What follows belongs to an exercise in optimizing a design on an open flow for small area, a short achievable clock period and few clock cycles per item; a production flow would make more cautious choices.
Where RTL was checked, it was by simulation tests only, not by an equivalence proof against the original.
Not every run is shown, and edits may drop behaviour that the tests do not exercise.
No functional check of the RTL was part of runs 1 and 2.

## flow/design.v in outline (module list and top-level ports)
// module squarer_cs: 1004 lines
// module normalizer: 457 lines
module normalizer #(
    parameter CNT = 64,
    parameter N = 6
)
(
    input clk,
    input rst_n,
    input [31:0] data_in,
    input start_en,
    input data_in_valid,
    output process_end_flag,
    output [31:0] data_out,
    output data_out_valid
);
  // ...
==> flow/run.sh <==
#!/bin/bash
# synth_recipe.tcl (not shown) runs the flow's synth.tcl, then flattens the netlist and writes it again
# the make line also repeats each setting of config.mk as NAME=value (left out here)
make -C /OpenROAD-flow-scripts/flow DESIGN_CONFIG=/design/flow/config.mk WORK_HOME=/design/flow/orfs CLKGATE_MAP_FILE= SYNTH_SCRIPT=/design/flow/synth_recipe.tcl finish
==> flow/config.mk <==
export PLATFORM = sky130hd
export DESIGN_NAME = normalizer
export DESIGN_NICKNAME = normalizer
export VERILOG_FILES = /design/flow/design.v
export SDC_FILE = /design/flow/constraint.sdc
export NUM_CORES = 4
export LEC_CHECK = 0
export ABC_AREA = 1
export CAP_MARGIN = 20
export CORE_MARGIN = 2
export CORE_UTILIZATION = 40
export SLEW_MARGIN = 20
==> flow/constraint.sdc <==
create_clock -name core_clock -period 20.0 [get_ports {clk}]
set_input_delay 4.0000 -clock core_clock [delete_from_list [all_inputs] [get_ports {clk}]]
set_output_delay 4.0000 -clock core_clock [all_outputs]
set_load 0.01 [all_outputs]
### Sequential cells grouped by signal name, run 1

Scale bar: 200 um. Other sequential cells in the stronger gray, the rest of the logic in the fainter gray.
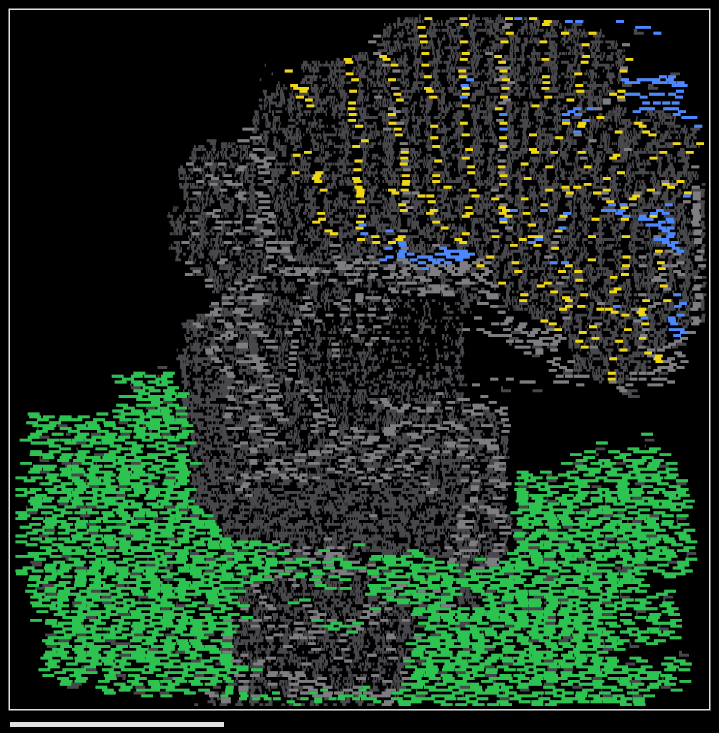
blue -> d_q  # placed flops 144
yellow -> d_rem  # placed flops 288
green -> SR  # placed flops 2,080
not colored = 891
register area: 90,800 um2
sequential share of cell area: 0.485

### Clock network drawn from the DEF, run 1

Scale bar: 200 um.
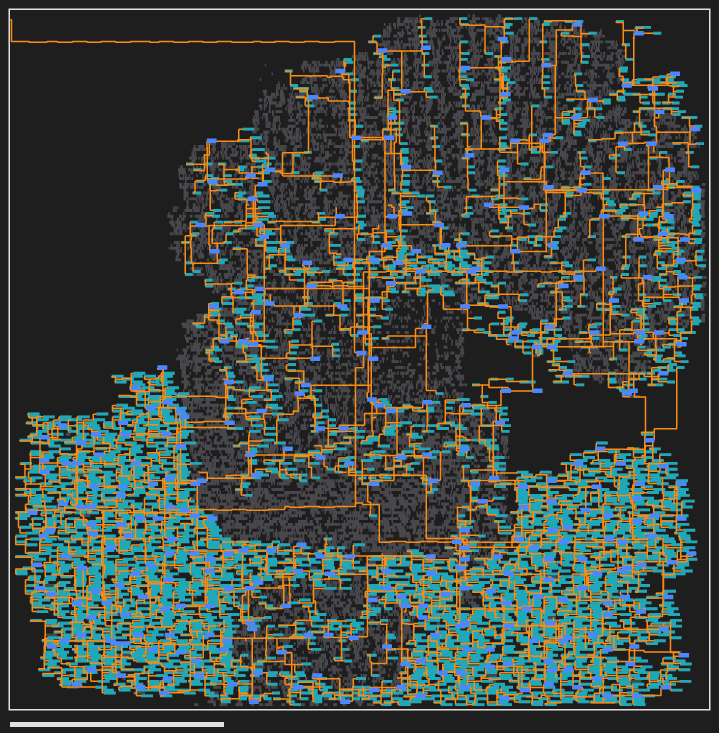
orange -> clock wires  # length 43.4 mm
blue -> cells driving clock nets  # count 360
cyan -> flip-flops  # count 3,403
flops lie = all over the die
routed clock nets = 361
Skew-Pair Late Insertion Delay: 0.97 ns
clk_skew: 0.0900 ns

### Port wiring, run 1

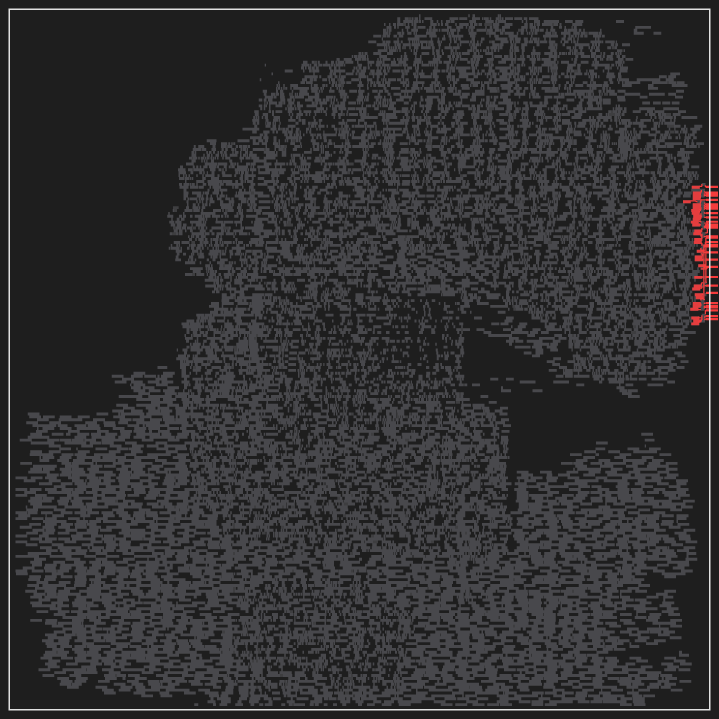
red -> data_out  # bits 32, direction output, edge east, end cells 32, wire 353 um
# IOs: 70
port buffer count: 69

==> qor.yml, run 1 <==
run_status:
  status: "no timing/DRC/antenna violations"
critical_path:
  slowest_delay_ns: 0.54
  path_buf_inv: 1
  crit_path_start_kind: "register"
  critPathKind: "register to output pin"
  cp.depth: 1
  reg2reg_depth: 23
  crit_path_end_kind: "output pin"
  critical_path.slowest_cell: "clkdlybuf4s50_1"
route:
  vias: 115000
  post_drt_wl_per_cell_um: 15.6
  wl_met3_um: 17200
  drt_first_pass_iters: 6
  drc_errors: 0
  first_iter_violations: 8552
  routed_via_density: 4.78
cts:
  cts_resized: 0
  ctsHtreeMaxLevel: 5
  clock_path_buffers: 4
  tritoncts: "built"
  cts_sinks: 3403
  cts_hold_buf: 0
synth:
  yosys_warnings: 9
  synth_top_cell_by_area: "edfxtp_1"
  yosysTopAreaCellShare: 0.394
  ys.flop_type: "edfxtp_1"
  synth_nets: 19000
  synth_commonest_cells: "5,105 x nand2_1, 2,808 x inv_1, 2,219 x edfxtp_1, 1,315 x nand3_1, 1,284 x nor2_1"
  yosysSeqAreaShare: 0.537
  ys_seq_elements: 3403
  synth.avg_cell_area_um2: 9.36
  synth_area_um2: 169000
  yosys.cell_types.count: 78
cells_and_area:
  mostFrequentLayoutCells: "5,104 x nand2_1, 2,806 x inv_1, 2,219 x edfxtp_1"
  final_util: 0.445
  final_area_um2: 187000
  area_delta_synth_final_pct: 10.7
  nets: 19100
sta:
  period_share: 0.293
  setup_violations: 0
  timing.slew.headroom: 0.294
  fin_crit_ns: 5.85
  tns_ns: 0
  finalMaxSlewViolations: 0
  rsz0062_at_grt: "no"
hold_path:
  holdPathStages: 0
grt:
  grt_max_degree: 191
  grt_pass1_wl_um: 599000
  grt_pass1_vias: 111000
floorplanning:
  coreArea_um2: 420000
  std_cell_rows: 238
  initial_core_util: 0.402
placed_design:
  gp_congestion: 0.882
run 1: cells by family after synthesis:
group | count (synthesis) | synth area share
compound gates | 1535 | 0.0520
xor+xnor | 400 | 0.0207
fa+ha+maj | 889 | 0.0954
buf+inv | 3418 | 0.0821
flops | 3403 | 0.537
mux | 8 | 0.000474
simple gates | 8414 | 0.212
run 1: cell type report:
type / instances / area, um2 / area share
diodes: 8 / 20.0 / 0.000107
clock buffers: 458 / 9780 / 0.0523
clock inverters: 199 / 2360 / 0.0126
inverters: 2973 / 11200 / 0.0598
multi-input cells: 11200 / 64500 / 0.345
flip-flops and latches: 3403 / 90800 / 0.485
well taps: 5640 / 7060 / 0.0377
repair buffers: 161 / 1410 / 0.00753
run 1: metrics by stage:
step           std cells  hold WS (ns)  setup WS (ns)
2_1_floorplan      18100         0.310           5.48
3_3_place_gp       23400         0.310          14.39
3_5_place_dp       23400         0.312          14.36
4_1_cts            24100         0.278          14.05
5_1_grt            24100         0.284          13.68
6_report           24100         0.275          14.15
### Routing congestion, run 1

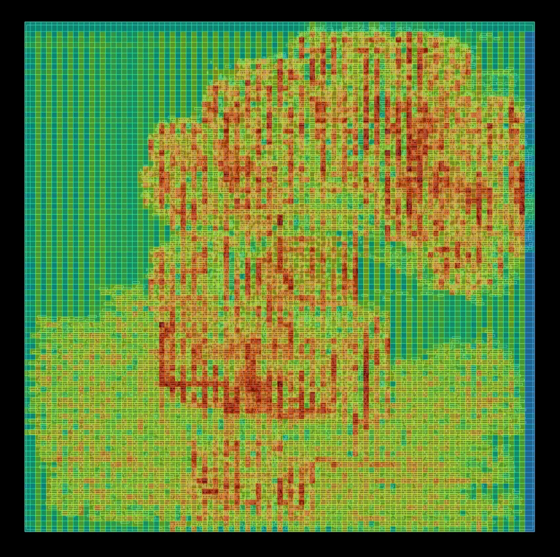

==> run 2, diff against run 1 <==
--- a/flow/design.v
+++ b/flow/design.v
@@ -1020,5 +1020,5 @@
 );
 localparam SI = 3;                  
-localparam SK = 2;                  
+localparam SK = 3;                  
 localparam NI = (25 - SI + SK - 1) / SK;  
 localparam RW = SI + NI * SK;       
### Routing congestion, run 2

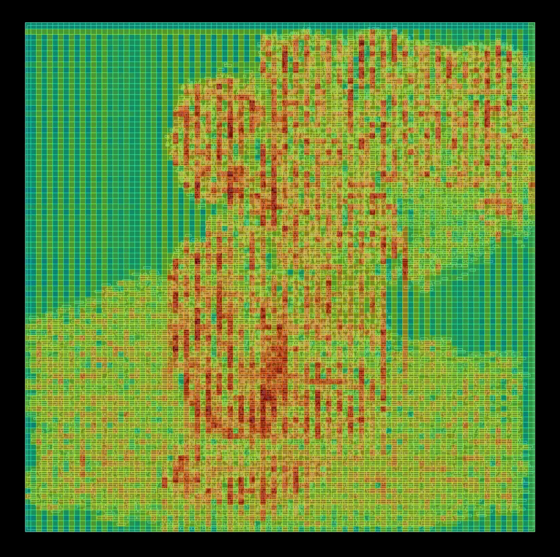
Core Util, Final: 0.447
grt met3 use: 0.0195

### Port wiring, run 2

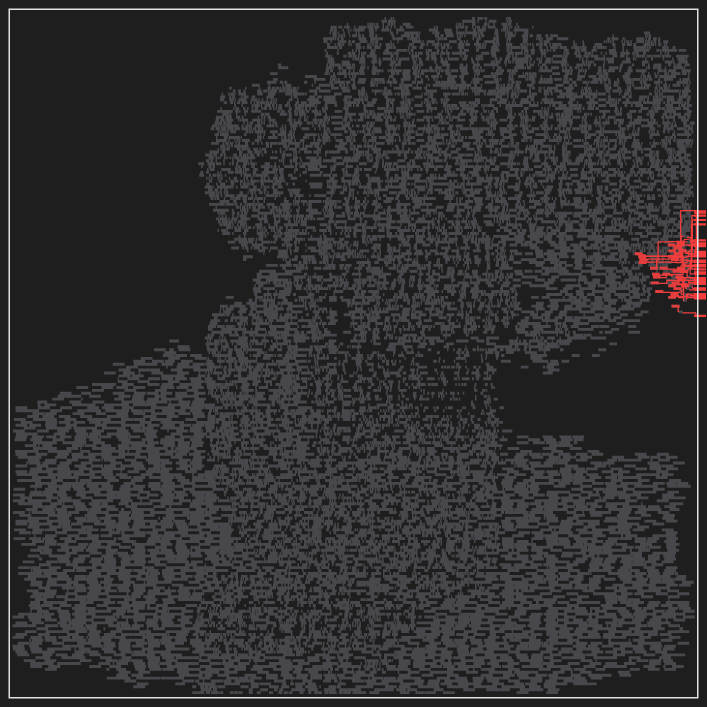
red -> data_out  # bits 32, direction output, edge east, end cells 32, wire 1,090 um

### Sequential cells grouped by signal name, run 2

Scale bar: 200 um. Other sequential cells in the stronger gray, the rest of the logic in the fainter gray.
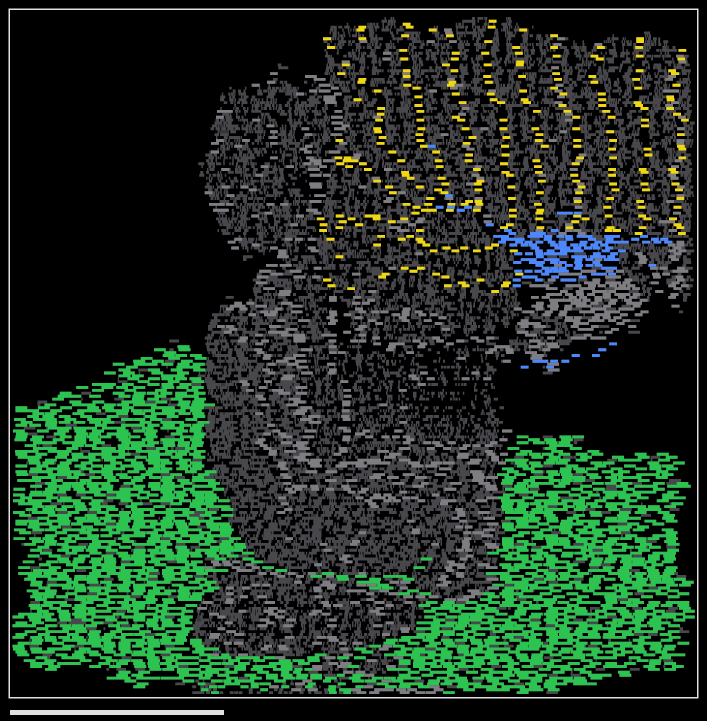
blue -> d_q  # placed flops 144
yellow -> d_rem  # placed flops 288
green -> SR  # placed flops 2,080
not colored = 895
sequential share of cell area: 0.500
register area: 90,800 um2

==> run 2 against run 1 <==
Compared with the run above:
- still clean on timing, DRC and antenna
- critical endpoint is now qrem[13]
- critical path depth is 33 higher
- utilization is 0.23 points higher
- critical path type is now register to register
==> qor.yml, run 2 <==
cts:
  cts_hold_buf: 0  # unchanged
  cts_sinks: 3407  # +0.12%
  cts_resized: 0  # unchanged
route:
  post_drt_wl_per_cell_um: 15.2  # -2.3%
  first_iter_violations: 8048  # -5.9%
  drc_errors: 0  # unchanged
  drt_first_pass_iters: 6  # unchanged
synth:
  synth.avg_cell_area_um2: 9.58  # +2.4%
  yosysSeqAreaShare: 0.556  # +0.0194
  synth.area.mux_share: 0.00129  # +0.000813
  ys.flop_type: "edfxtp_1"
  synth_nets: 18000  # -5.3%
  yosys_warnings: 9  # unchanged
  synth-compound-area-share: 0.0664  # +0.0144
  synth-simple-area-share: 0.174  # -0.0380
cells_and_area:
  mostFrequentLayoutCells: "4,379 x nand2_1, 2,708 x inv_1, 2,219 x edfxtp_1"
  area_delta_synth_final_pct: 11.3
  nets: 18100  # -5.2%
critical_path:
  crit_path_start_kind: "register"
  slowest_delay_ns: 0.72  # +0.18 ns
  path_buf_inv: 5  # +4
  reg2reg_depth: 34  # +48%
run_status:
  status: "no timing/DRC/antenna violations"
hold_path:
  holdPathStages: 0  # unchanged
floorplanning:
  std_cell_rows: 234  # -1.7%
placed_design:
  post-place-ws_ns: 11.94  # -2.43 ns
  portBuffers: 69  # unchanged
sta:
  fin_skew_ns: 0.0989  # +0.00889 ns
  finalMaxSlewViolations: 0  # unchanged
  timing.slew.headroom: 0.252  # -0.0422
  fin_crit_ns: 8.26  # +2.41 ns
grt:
  grt_max_degree: 96  # -50%
  grt_pass1_vias: 105000  # -6.0%
[run 2: cell types whose count changed after synthesis, sizes merged, moves of 66 or more]
| cell | delta |
|---|---|
| inv | -195 |
| clkbuf | +85 |
| nand2 | -869 |
| buf | -66 |
| o21ai | +310 |
| nand3 | -607 |
[run 2: area by class of cell]
cell class	count	area, um2
inverters	2777	10400
fillers	38200	225000
multi-input cells	10400	60100
repair buffers	194	1630
flip-flops and latches	3407	90800
clock inverters	209	2180
diodes	6	15.0
well taps	5428	6790
clock buffers	463	9770
[run 2: per-layer routing]
layer	track usage	vias up	wire, um
met2	0.263	2236	153000
met5	0	-	13
li1	-	54700	-
met1	0.242	51300	168000
met3	0.0195	553	16700
met4	0.0476	2	9470
### Clock network drawn from the DEF, run 2

Scale bar: 200 um.
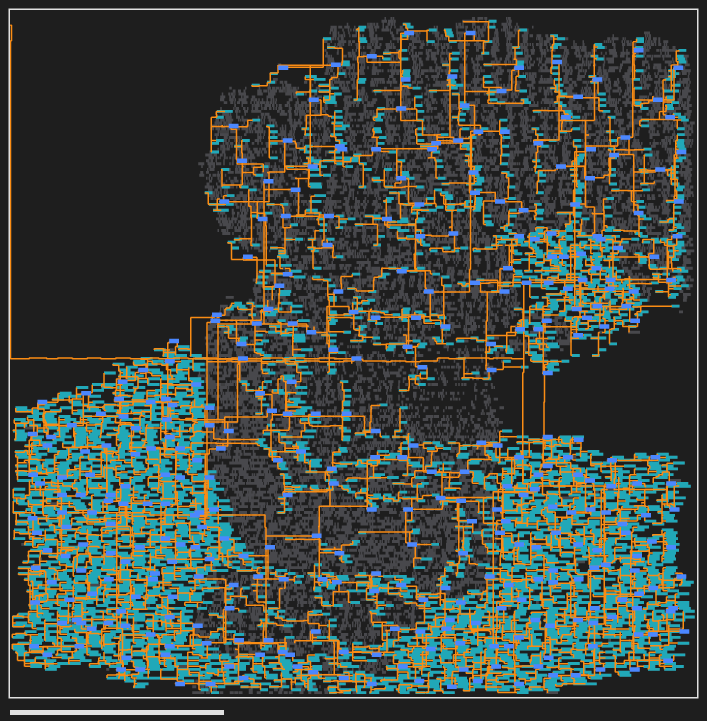

==> run 3, diff against run 2 <==
--- a/flow/design.v
+++ b/flow/design.v
@@ -1020,5 +1020,5 @@
 );
 localparam SI = 3;                  
-localparam SK = 3;                  
+localparam SK = 2;                  
 localparam NI = (25 - SI + SK - 1) / SK;  
 localparam RW = SI + NI * SK;       
@@ -1079,6 +1079,6 @@
 wire store_open = (st == ST_STORE) && !last_in;
 reg sh;                  
-wire [63:0] sum_w = padd64({32'd0, first ? 32'd0 : S}, {32'd0, SR[0]}, 1'b0);
-wire [31:0] sum_next = sum_w[31:0];
+wire [63:0] sum_w = padd64({32'd0, S}, {32'd0, SR[0]}, 1'b0);
+wire [31:0] sum_next = first ? SR[0] : sum_w[31:0];
 integer k;
 always @(posedge clk) begin
@@ -1106,5 +1106,5 @@
 end
 wire sel_s = (st == ST_DEC) && !big;
-wire [31:0] op = v1 ? SR[0] : (sel_s ? S : dreg);
+wire [31:0] op = v1 ? SR[0] : (sel_s ? S : ((m1_add || m1_dv) ? dreg : 32'd0));
 wire [63:0] neg_op = padd64({32'd0, ~op}, 64'd0, 1'b1);
 reg [31:0] mag_r;
@@ -1165,5 +1165,5 @@
 end
 wire [63:0] qv_w = padd64(Q_s, Q_c, 1'b0);
-always @(posedge clk) Qv <= qv_w;
+always @(posedge clk) Qv <= qfin ? qv_w : 64'd0;
 always @(posedge clk or negedge rst_n) begin
     if (~rst_n) begin
@@ -1176,5 +1176,5 @@
 end
 wire nvar = qdone;
-wire [57:0] nin = nvar ? Qv[63:6] : {mag_r, 26'd0};
+wire [57:0] nin = Qv[63:6] | {mag_r, 26'd0};
 wire [6:0] lz_w = lzc64({nin, 6'd0});
 wire [5:0] lz = lz_w[5:0];    
### Clock network drawn from the DEF, run 3

Scale bar: 200 um.
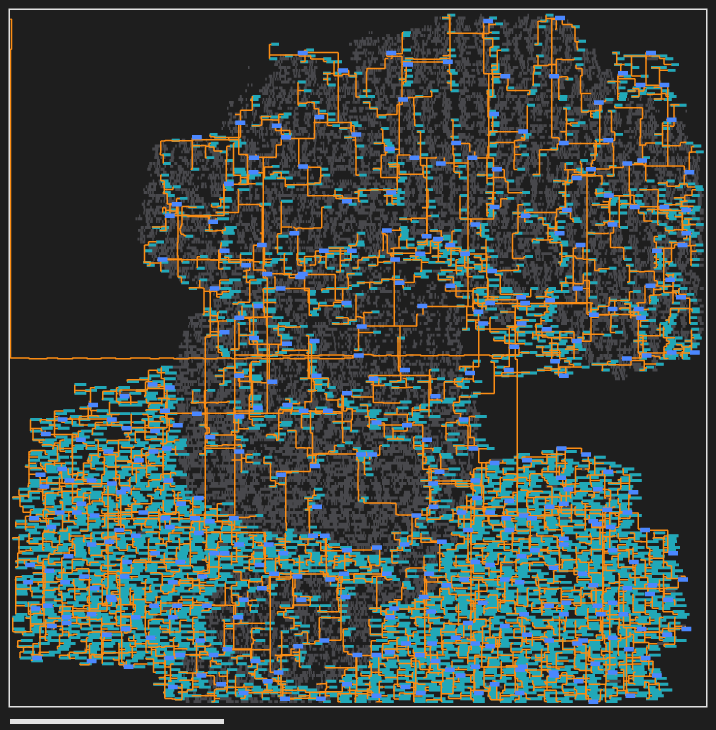
blue -> cells driving clock nets  # count 365
cyan -> flip-flops  # count 3,403
orange -> clock wires  # length 43.1 mm
flops lie = all over the die
routed clock nets = 366
Skew-Pair Late Insertion Delay: 0.94 ns
clk_skew: 0.0849 ns

### Sequential cells grouped by signal name, run 3

Scale bar: 200 um. Other sequential cells in the stronger gray, the rest of the logic in the fainter gray.
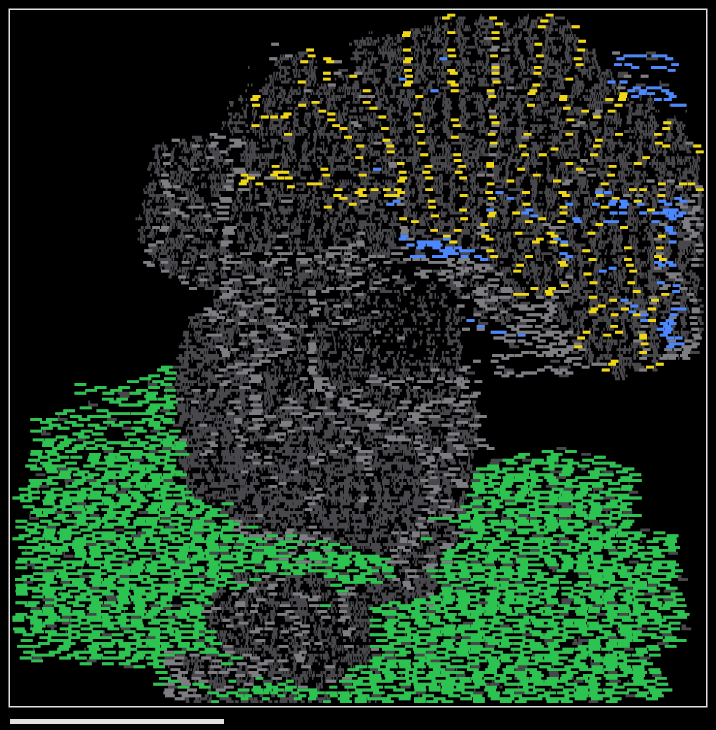
blue -> d_q  # placed flops 144
yellow -> d_rem  # placed flops 288
green -> SR  # placed flops 2,080
register area: 90,800 um2
sequential share of cell area: 0.488

### Cell area per tile, run 3

Scale bar: 200 um. The die is cut into 33 by 33 equal tiles; black is low, pale yellow is high, 0 to 100% covered.
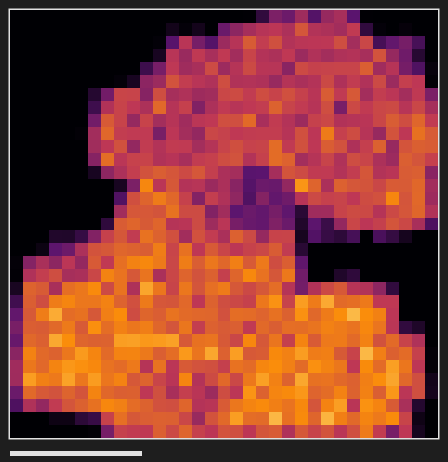
tiles over 75% full = 4.0%
mean over tiles = 42%
emptiest ninth of the die = north-west
core box area: 417,000 um2
Starting Density: 0.402
Core Util, Final: 0.446

==> run 3 against run 2 <==
Compared with the run above:
- non-clock buffer count down 27
- count of clock-buffer cells in the layout down 7
- synthesized area grew 2.5%
- maximum frequency grew 38%
- critical path depth down 7
- via count rose by 6.0%
- wire length is 7.6% higher
- setup slack better by 2.3 ns
- clock skew is 0.014 ns lower
- largest cell class unchanged
==> qor.yml, run 3 <==
run_status:
  status: "no timing/DRC/antenna violations"
sta:
  timing.hold.ws_ns: 0.314
  rsz0062_at_grt: "no"
  timing.slew.headroom: 0.222  # -0.0304
  finalMaxSlewViolations: 0  # unchanged
  fin_crit_ns: 5.98  # -2.28 ns
critical_path:
  cp.depth: 27
  path_buf_inv: 4  # -1
  reg2reg_depth: 27  # -21%
  slowest_delay_ns: 0.74  # +0.02 ns
  crit_path_start_kind: "register"
  crit_path_end_kind: "register"
cts:
  cts_resized: 0  # unchanged
  clock_path_buffers: 4
  cts_hold_buf: 0  # unchanged
  cts_sinks: 3403  # -0.12%
cells_and_area:
  mostFrequentLayoutCells: "5,151 x nand2_1, 2,841 x inv_1, 2,219 x edfxtp_1"
  area_delta_synth_final_pct: 11.0
  fill_cells: 39000  # +1.9%
  nets: 19000  # +5.3%
  multi_input_area_um2: 63200  # +5.2%
floorplanning:
  std_cell_rows: 237  # +1.3%
  fp.dieH_um: 651
grt:
  grt_max_degree: 195  # +100%
  grt_pass1_vias: 111000  # +6.3%
route:
  drt_first_pass_iters: 8  # +2
  post_drt_wl_per_cell_um: 15.7  # +3.0%
  first_iter_violations: 8906  # +11%
  totalWireLength_um: 374000
  drc_errors: 0  # unchanged
hold_path:
  holdPathStages: 0  # unchanged
  hp-class: "register to register"
synth:
  synth.avg_cell_area_um2: 9.29  # -3.0%
  yosysSeqAreaShare: 0.542  # -0.0139
  synth_nets: 18900  # +5.3%
  yosys_warnings: 9  # unchanged
  ys.flop_type: "edfxtp_1"
placed_design:
  portBuffers: 69  # unchanged
  post-place-ws_ns: 14.15  # +2.21 ns
Testbench counts for the RTL of run 3, summed over its fixed seeds: cycles 20,616, batches 128.
## run 3: changes by cell type after synthesis, moves of 39 or more
cell	change
nand3b_1	+60
o21ai_1	+99
buf_6	+47
inv_2	+39
xor2_1	-75
o21ai_0	-466
nor2_1	-146
nand2_1	+770
nand3_1	+640
or2_2	-81
inv_1	+134
nand2_2	+49
xnor2_1	-68
clkbuf_1	-64
## run 3: metal layers
layer / wire, um / track usage / vias to the layer above
met4: 12200 / 0.0573 / 0
met5: 0 / 0 / -
li1: - / - / 57700
met1: 175000 / 0.246 / 54500
met2: 169000 / 0.283 / 2537
met3: 17500 / 0.0193 / 634
## run 3: cells by family after synthesis
family / synth area share
XOR/XNOR: 0.0178
AND/OR/NAND/NOR: 0.210
AO/OA/AOI/OAI: 0.0525
adder cells (fa/ha/maj): 0.0964
buffers and inverters: 0.0803
flip-flops: 0.542
multiplexers: 0.000239
## run 3: final cells by class
class                   count  share of cell area
repair buffers            167             0.00786
clock buffers             456              0.0534
clock inverters           212              0.0137
inverters                2943              0.0595
diodes                      7           0.0000943
well taps                5497              0.0370
multi-input cells       11200               0.340
flip-flops and latches   3403               0.488
### Routing congestion, run 3

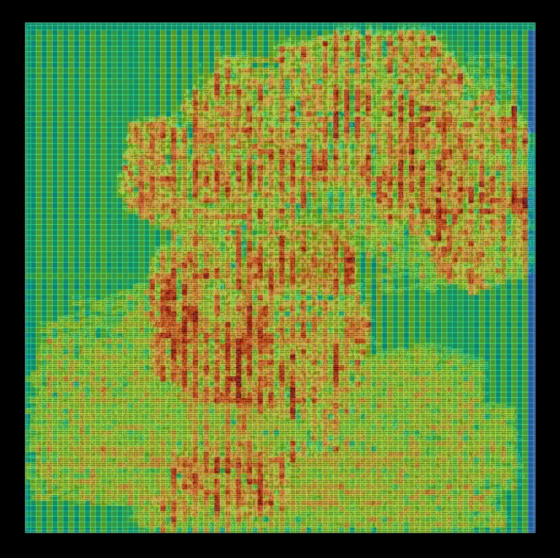

==> run 4, diff against run 3 <==
==> flow/flow/run.sh (new file) <==
#!/bin/bash
# The standard layout (standard.sh: the standard flow's synthesis, floorplan, placement,
# CTS, routing), with ORFS timing repair asked to keep a setup slack margin,
# so that the layout is sized for a period below the constraint's.
# The constraint (constraint.sdc) is not changed. Gate cloning is left off:
# it left overloaded nets behind in an earlier run.
export SETUP_SLACK_MARGIN=14
export SKIP_GATE_CLONING=1
{
  echo "run.sh: SETUP_SLACK_MARGIN=$SETUP_SLACK_MARGIN SKIP_GATE_CLONING=$SKIP_GATE_CLONING"
} > run_info.log 2>&1
bash standard.sh > standard_flow.log 2>&1
status=$?
echo "standard.sh exit $status" >> run_info.log
exit $status
==> flow/standard.sh (new file) <==
#!/bin/bash
# synth_recipe.tcl (not shown) runs the flow's synth.tcl, then flattens the netlist and writes it again
# the make line also repeats each setting of config.mk as NAME=value (left out here)
make -C /OpenROAD-flow-scripts/flow DESIGN_CONFIG=/design/flow/config.mk WORK_HOME=/design/flow/orfs CLKGATE_MAP_FILE= SYNTH_SCRIPT=/design/flow/synth_recipe.tcl "${@:-finish}"
removed: flow/run.sh
### Routing congestion, run 4

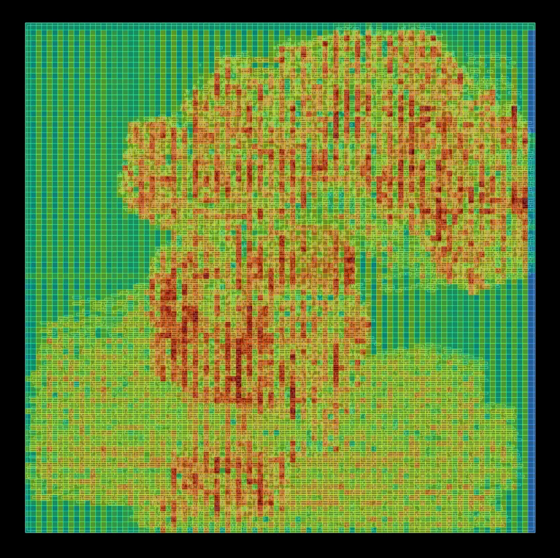
GRT met1 Usage: 0.246
grt met3 use: 0.0193
gr usage total: 0.175
Core Util, Final: 0.446
Avg WL per Cell: 15.7 um

### Clock network drawn from the DEF, run 4

Scale bar: 200 um.
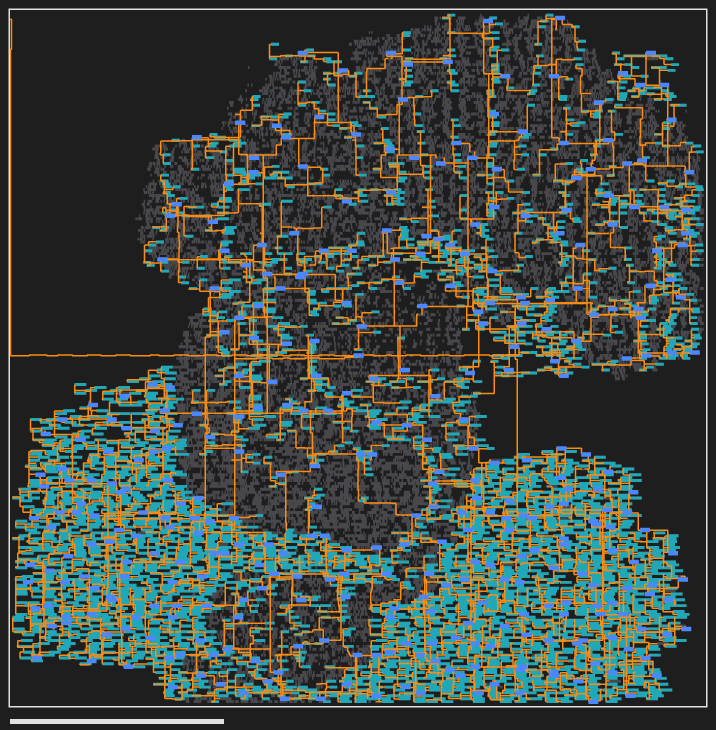
orange -> clock wires  # length 43.1 mm
cyan -> flip-flops  # count 3,403
blue -> cells driving clock nets  # count 365
flops lie = all over the die
routed clock nets = 366
clk_skew: 0.0847 ns

### Port wiring, run 4

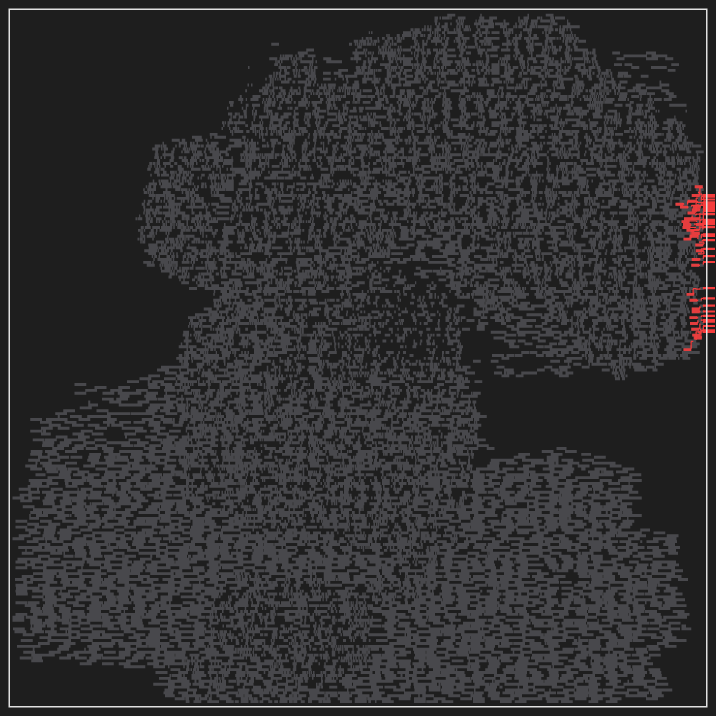
red -> data_out  # bits 32, direction output, edge east, end cells 32, wire 380 um

==> run 4 against run 3 <==
Compared with the run above:
- design area about the same
- sequential share of layout area about the same
- utilization about the same
- non-clock buffer count increased by 1
- first-iteration DRC count increased by 1.9%
- die area unchanged
==> qor.yml, run 4 <==
sta:
  fin_crit_ns: 5.81  # -0.170 ns
  finalMaxSlewViolations: 0  # unchanged
  rsz0062_at_grt: "no"
  timing.slew.headroom: 0.222  # +0.000675
  fin_ws_ns: 14.19
  timing.hold.ws_ns: 0.316  # +0.00207 ns
critical_path:
  cp_top_family: "buffers and inverters"
  slowest_delay_ns: 0.54  # -0.20 ns
  crit_path_start_kind: "register"
  crit_path_end_kind: "output pin"
  reg2reg_depth: 27  # unchanged
  path_buf_inv: 1  # -3
  cp.depth: 1  # -96%
floorplanning:
  std_cell_rows: 237  # unchanged
  fp.dieH_um: 651  # unchanged
  die_w_um: 651
  initial_core_util: 0.402  # unchanged
  coreArea_um2: 417000  # unchanged
route:
  first_iter_violations: 9075  # +1.9%
  drc_errors: 0  # unchanged
  drt_first_pass_iters: 6  # -2
  drtAntennaViolNets: 0
  totalWireLength_um: 374000  # about the same
cells_and_area:
  fill_cells: 39000  # -0.0026%
  nets: 19000  # +0.0053%
  seq_area_um2: 90800  # unchanged
  area_delta_synth_final_pct: 11.1  # about the same
  mostFrequentLayoutCells: "5,149 x nand2_1, 2,841 x inv_1, 2,219 x edfxtp_1"
  multi_input_area_um2: 63200  # about the same
synth:
  ys_seq_elements: 3403
  yosysSeqAreaShare: 0.542  # unchanged
  synth.avg_cell_area_um2: 9.29  # unchanged
  ys.flop_type: "edfxtp_1"
  yosys_warnings: 9  # unchanged
  synth_nets: 18900  # unchanged
cts:
  clock_path_buffers: 4  # unchanged
  cts_sinks: 3403  # unchanged
  clkLatencyLatePin_ns: 0.94  # about the same
  clkTransAtPathRegs_ns: 0.06
  cts_buffers: 365
hold_path:
  holdPathStages: 0  # unchanged
  hp-class: "register to register"
run_status:
  status: "no timing/DRC/antenna violations"
placed_design:
  placed_cells: 23200
  post-place-ws_ns: 14.15  # unchanged
  portBuffers: 69  # unchanged
grt:
  grt_max_degree: 195  # unchanged
  grt_pass1_vias: 111000  # unchanged
flow_run:
  maxCapViolations: 0
[run 4: layer usage]
metal,part of all wire,global-route usage
met2,0.45,0.283
met5,0,0
met4,0.033,0.0573
met3,0.046,0.0193
met1,0.47,0.246
[run 4: timing repair]
item	4_1_cts	5_1_grt
buffers inserted	0	1
endpoints found under the setup margin	0	39
resized for setup	0	7
hold buffers	0	0
[run 4: logic make-up after synthesis]
group                      after synthesis  synth area share
DFF                                   3403             0.542
muxes                                    4          0.000239
AOI/OAI and AO/OA                     1592            0.0525
xor gates and xnor gates               340            0.0178
and+or+nand+nor                       8396             0.210
adders and majority gates              890            0.0964
buffers and inverters                 3390            0.0803
[run 4: final cells by class]
| type | instances | share of cell area |
|---|---|---|
| well taps | 5497 | 0.0370 |
| clock inverters | 212 | 0.0137 |
| inverters | 2943 | 0.0595 |
| multi-input cells | 11200 | 0.340 |
| flip-flops and latches | 3403 | 0.488 |
| clock buffers | 456 | 0.0534 |
| diodes | 4 | 0.0000539 |
| repair buffers | 168 | 0.00792 |
### Sequential cells grouped by signal name, run 4

Scale bar: 200 um. Other sequential cells in the stronger gray, the rest of the logic in the fainter gray.
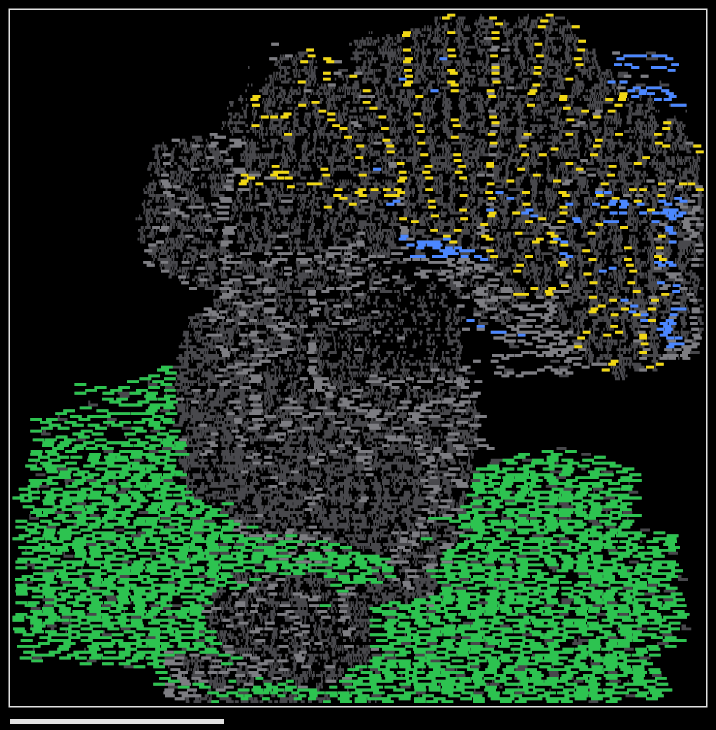

==> run 5, diff against run 4 <==
--- a/flow/config.mk
+++ b/flow/config.mk
@@ -10,3 +10,5 @@
 export CORE_MARGIN = 2
 export CORE_UTILIZATION = 40
+export CTS_CLUSTER_DIAMETER = 100
+export CTS_CLUSTER_SIZE = 20
 export SLEW_MARGIN = 20
### Sequential cells grouped by signal name, run 5

Scale bar: 200 um. Other sequential cells in the stronger gray, the rest of the logic in the fainter gray.
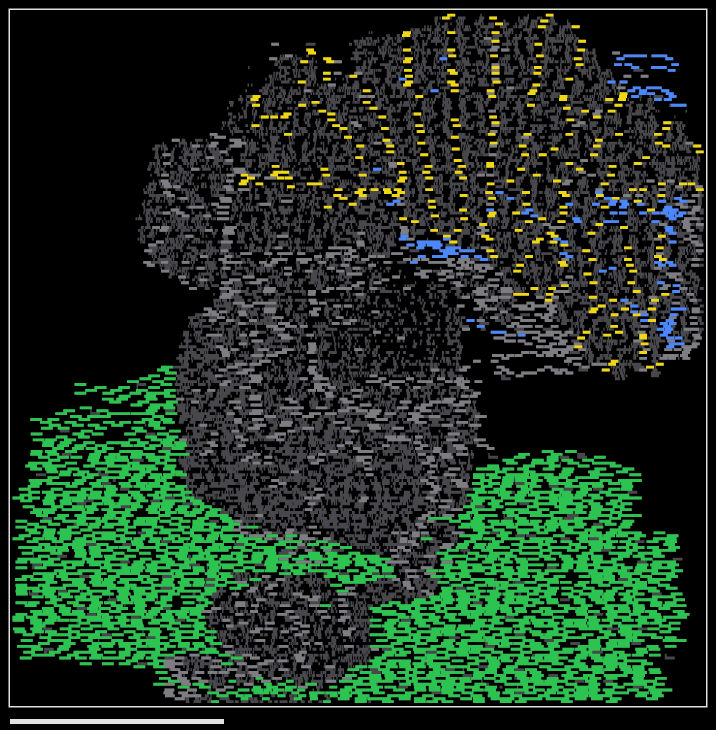
yellow -> d_rem  # placed flops 288
green -> SR  # placed flops 2,080
blue -> d_q  # placed flops 144
not colored = 891
Core Util, Final: 0.431
sequential share of cell area: 0.506

### Port wiring, run 5

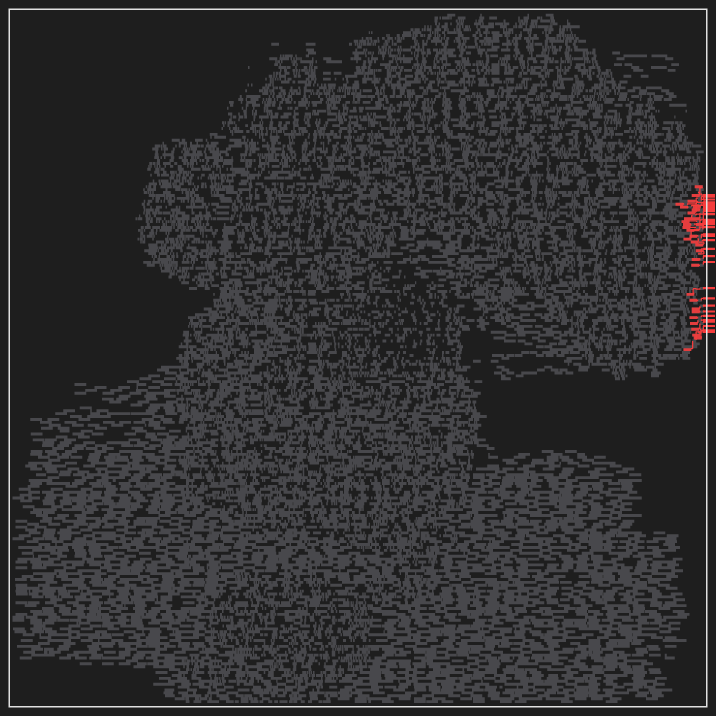
red -> data_out  # bits 32, direction output, edge east, end cells 32, wire 375 um

==> run 5 against run 4 <==
Compared with the run above:
- critical path depth is the same
- synthesized area is the same
- sequential share of layout area grew 1.7 points
- utilization shrank 1.5 points
- wire length shrank 1.3%
- maximum frequency shrank 0.31%
- flip-flop and latch count is the same
- worst hold slack lost 0.0091 ns
- critical endpoint unchanged
- via count shrank 1.2%
==> qor.yml, run 5 <==
placed_design:
  placed_cells: 23200  # unchanged
  portBuffers: 69  # unchanged
route:
  dr_wl_met2_um: 168000  # -1.0%
  post_drt_wl_per_cell_um: 15.7  # +0.13%
  first_iter_violations: 9221  # +1.6%
  drtAntennaViolNets: 0  # unchanged
  drc_errors: 0  # unchanged
cells_and_area:
  clkCellAreaFrac: 0.0341  # -0.0330
  buffers_excl_clock: 168  # unchanged
  multi_input_area_share: 0.352  # +0.0121
  inv_count: 2943  # unchanged
  mostFrequentLayoutCells: "5,149 x nand2_1, 2,841 x inv_1, 2,219 x edfxtp_1"
  area_delta_synth_final_pct: 7.28
  multi_input_cells: 11200  # unchanged
hold_path:
  hp-class: "register to register"
  holdPathStages: 0  # unchanged
flow_run:
  maxCapViolations: 0  # unchanged
cts:
  cts_sinks: 3403  # unchanged
  cts_hold_buf: 0  # unchanged
critical_path:
  crit_path_end_kind: "output pin"
  crit_path_start_kind: "register"
  cp_top_family: "buffers and inverters"
synth:
  synth_fa_ha_area_frac: 0.0964  # unchanged
  synthXorXnorAreaFrac: 0.0178  # unchanged
  yosys_warnings: 9  # unchanged
  synth-compound-area-share: 0.0525  # unchanged
  synth-simple-area-share: 0.210  # unchanged
floorplanning:
  coreArea_um2: 417000  # unchanged
run_status:
  status: "no timing/DRC/antenna violations"
### Routing congestion, run 5

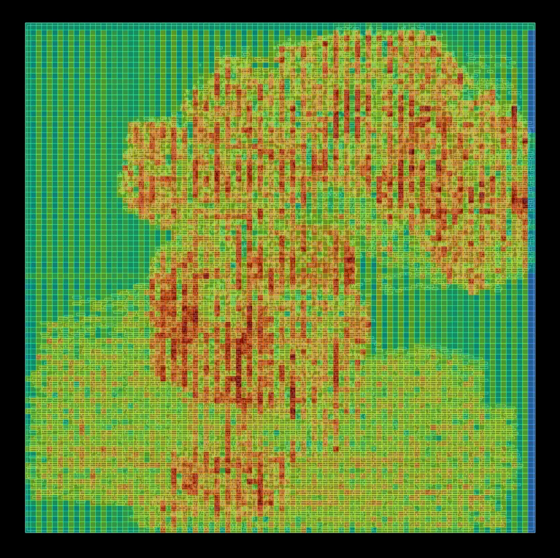
Top Usage Layer GRT: met2
grt met3 use: 0.0165
gr usage total: 0.173

==> run 5: cell counts after synthesis <==
Identical to the previous run, type by type.
==> run 5: what timing repair did <==
item | in CTS | in global routing
setup endpoints to repair | 0 | 49
buffers inserted | 0 | 1
resized for setup | 0 | 8
==> run 5: logic make-up (layout without fill, tap and decap cells) <==
logic type / after synthesis / count (layout)
DFF: 3403 / 3403
other: 0 / 4
buffers and inverters: 3390 / 3443
xor gates and xnor gates: 340 / 340
adders and majority gates: 890 / 890
and+or+nand+nor: 8396 / 8396
AOI/OAI and AO/OA: 1592 / 1592
muxes: 4 / 4
==> run 5: stage by stage <==
stage	util	worst slack, ns
final	0.431	14.17
after global routing	0.431	14.07
after detailed placement	0.416	14.15
after global placement	0.416	14.22
after CTS	0.431	14.06
after floorplan	-	5.48

==> separate check: timing with driven ports <==
The flow's constraints put no driver on any port. The routed layouts listed below were extracted and timed again, unchanged, in two steps.
Step 1: set_driving_cell puts a clkbuf_16 on clk and a buf_2 on each other input, an assumption about the parent block.
Step 2, shift: input delay + t, output delay - t, t = (earliest + latest rising clock arrival at the registers) / 2. This alone moves slack from input paths to output paths.
Three values: no drivers, after step 1, after step 2; two values: the first two.
run	t (ns)	setup WS [ns]	latest minus earliest clock arrival (ns)
run 1	1.034	14.148 / 14.037 / 14.173	0.090 / 0.090
run 2	0.994	11.737 / 11.737 / 11.737	0.099 / 0.099
run 3	1.003	14.021 / 14.021 / 14.021	0.104 / 0.103
run 4	1.002	14.191 / 14.090 / 14.540	0.099 / 0.099
run 5	1.013	14.173 / 14.070 / 14.542	0.091 / 0.092
After both steps every run listed still meets setup and hold.
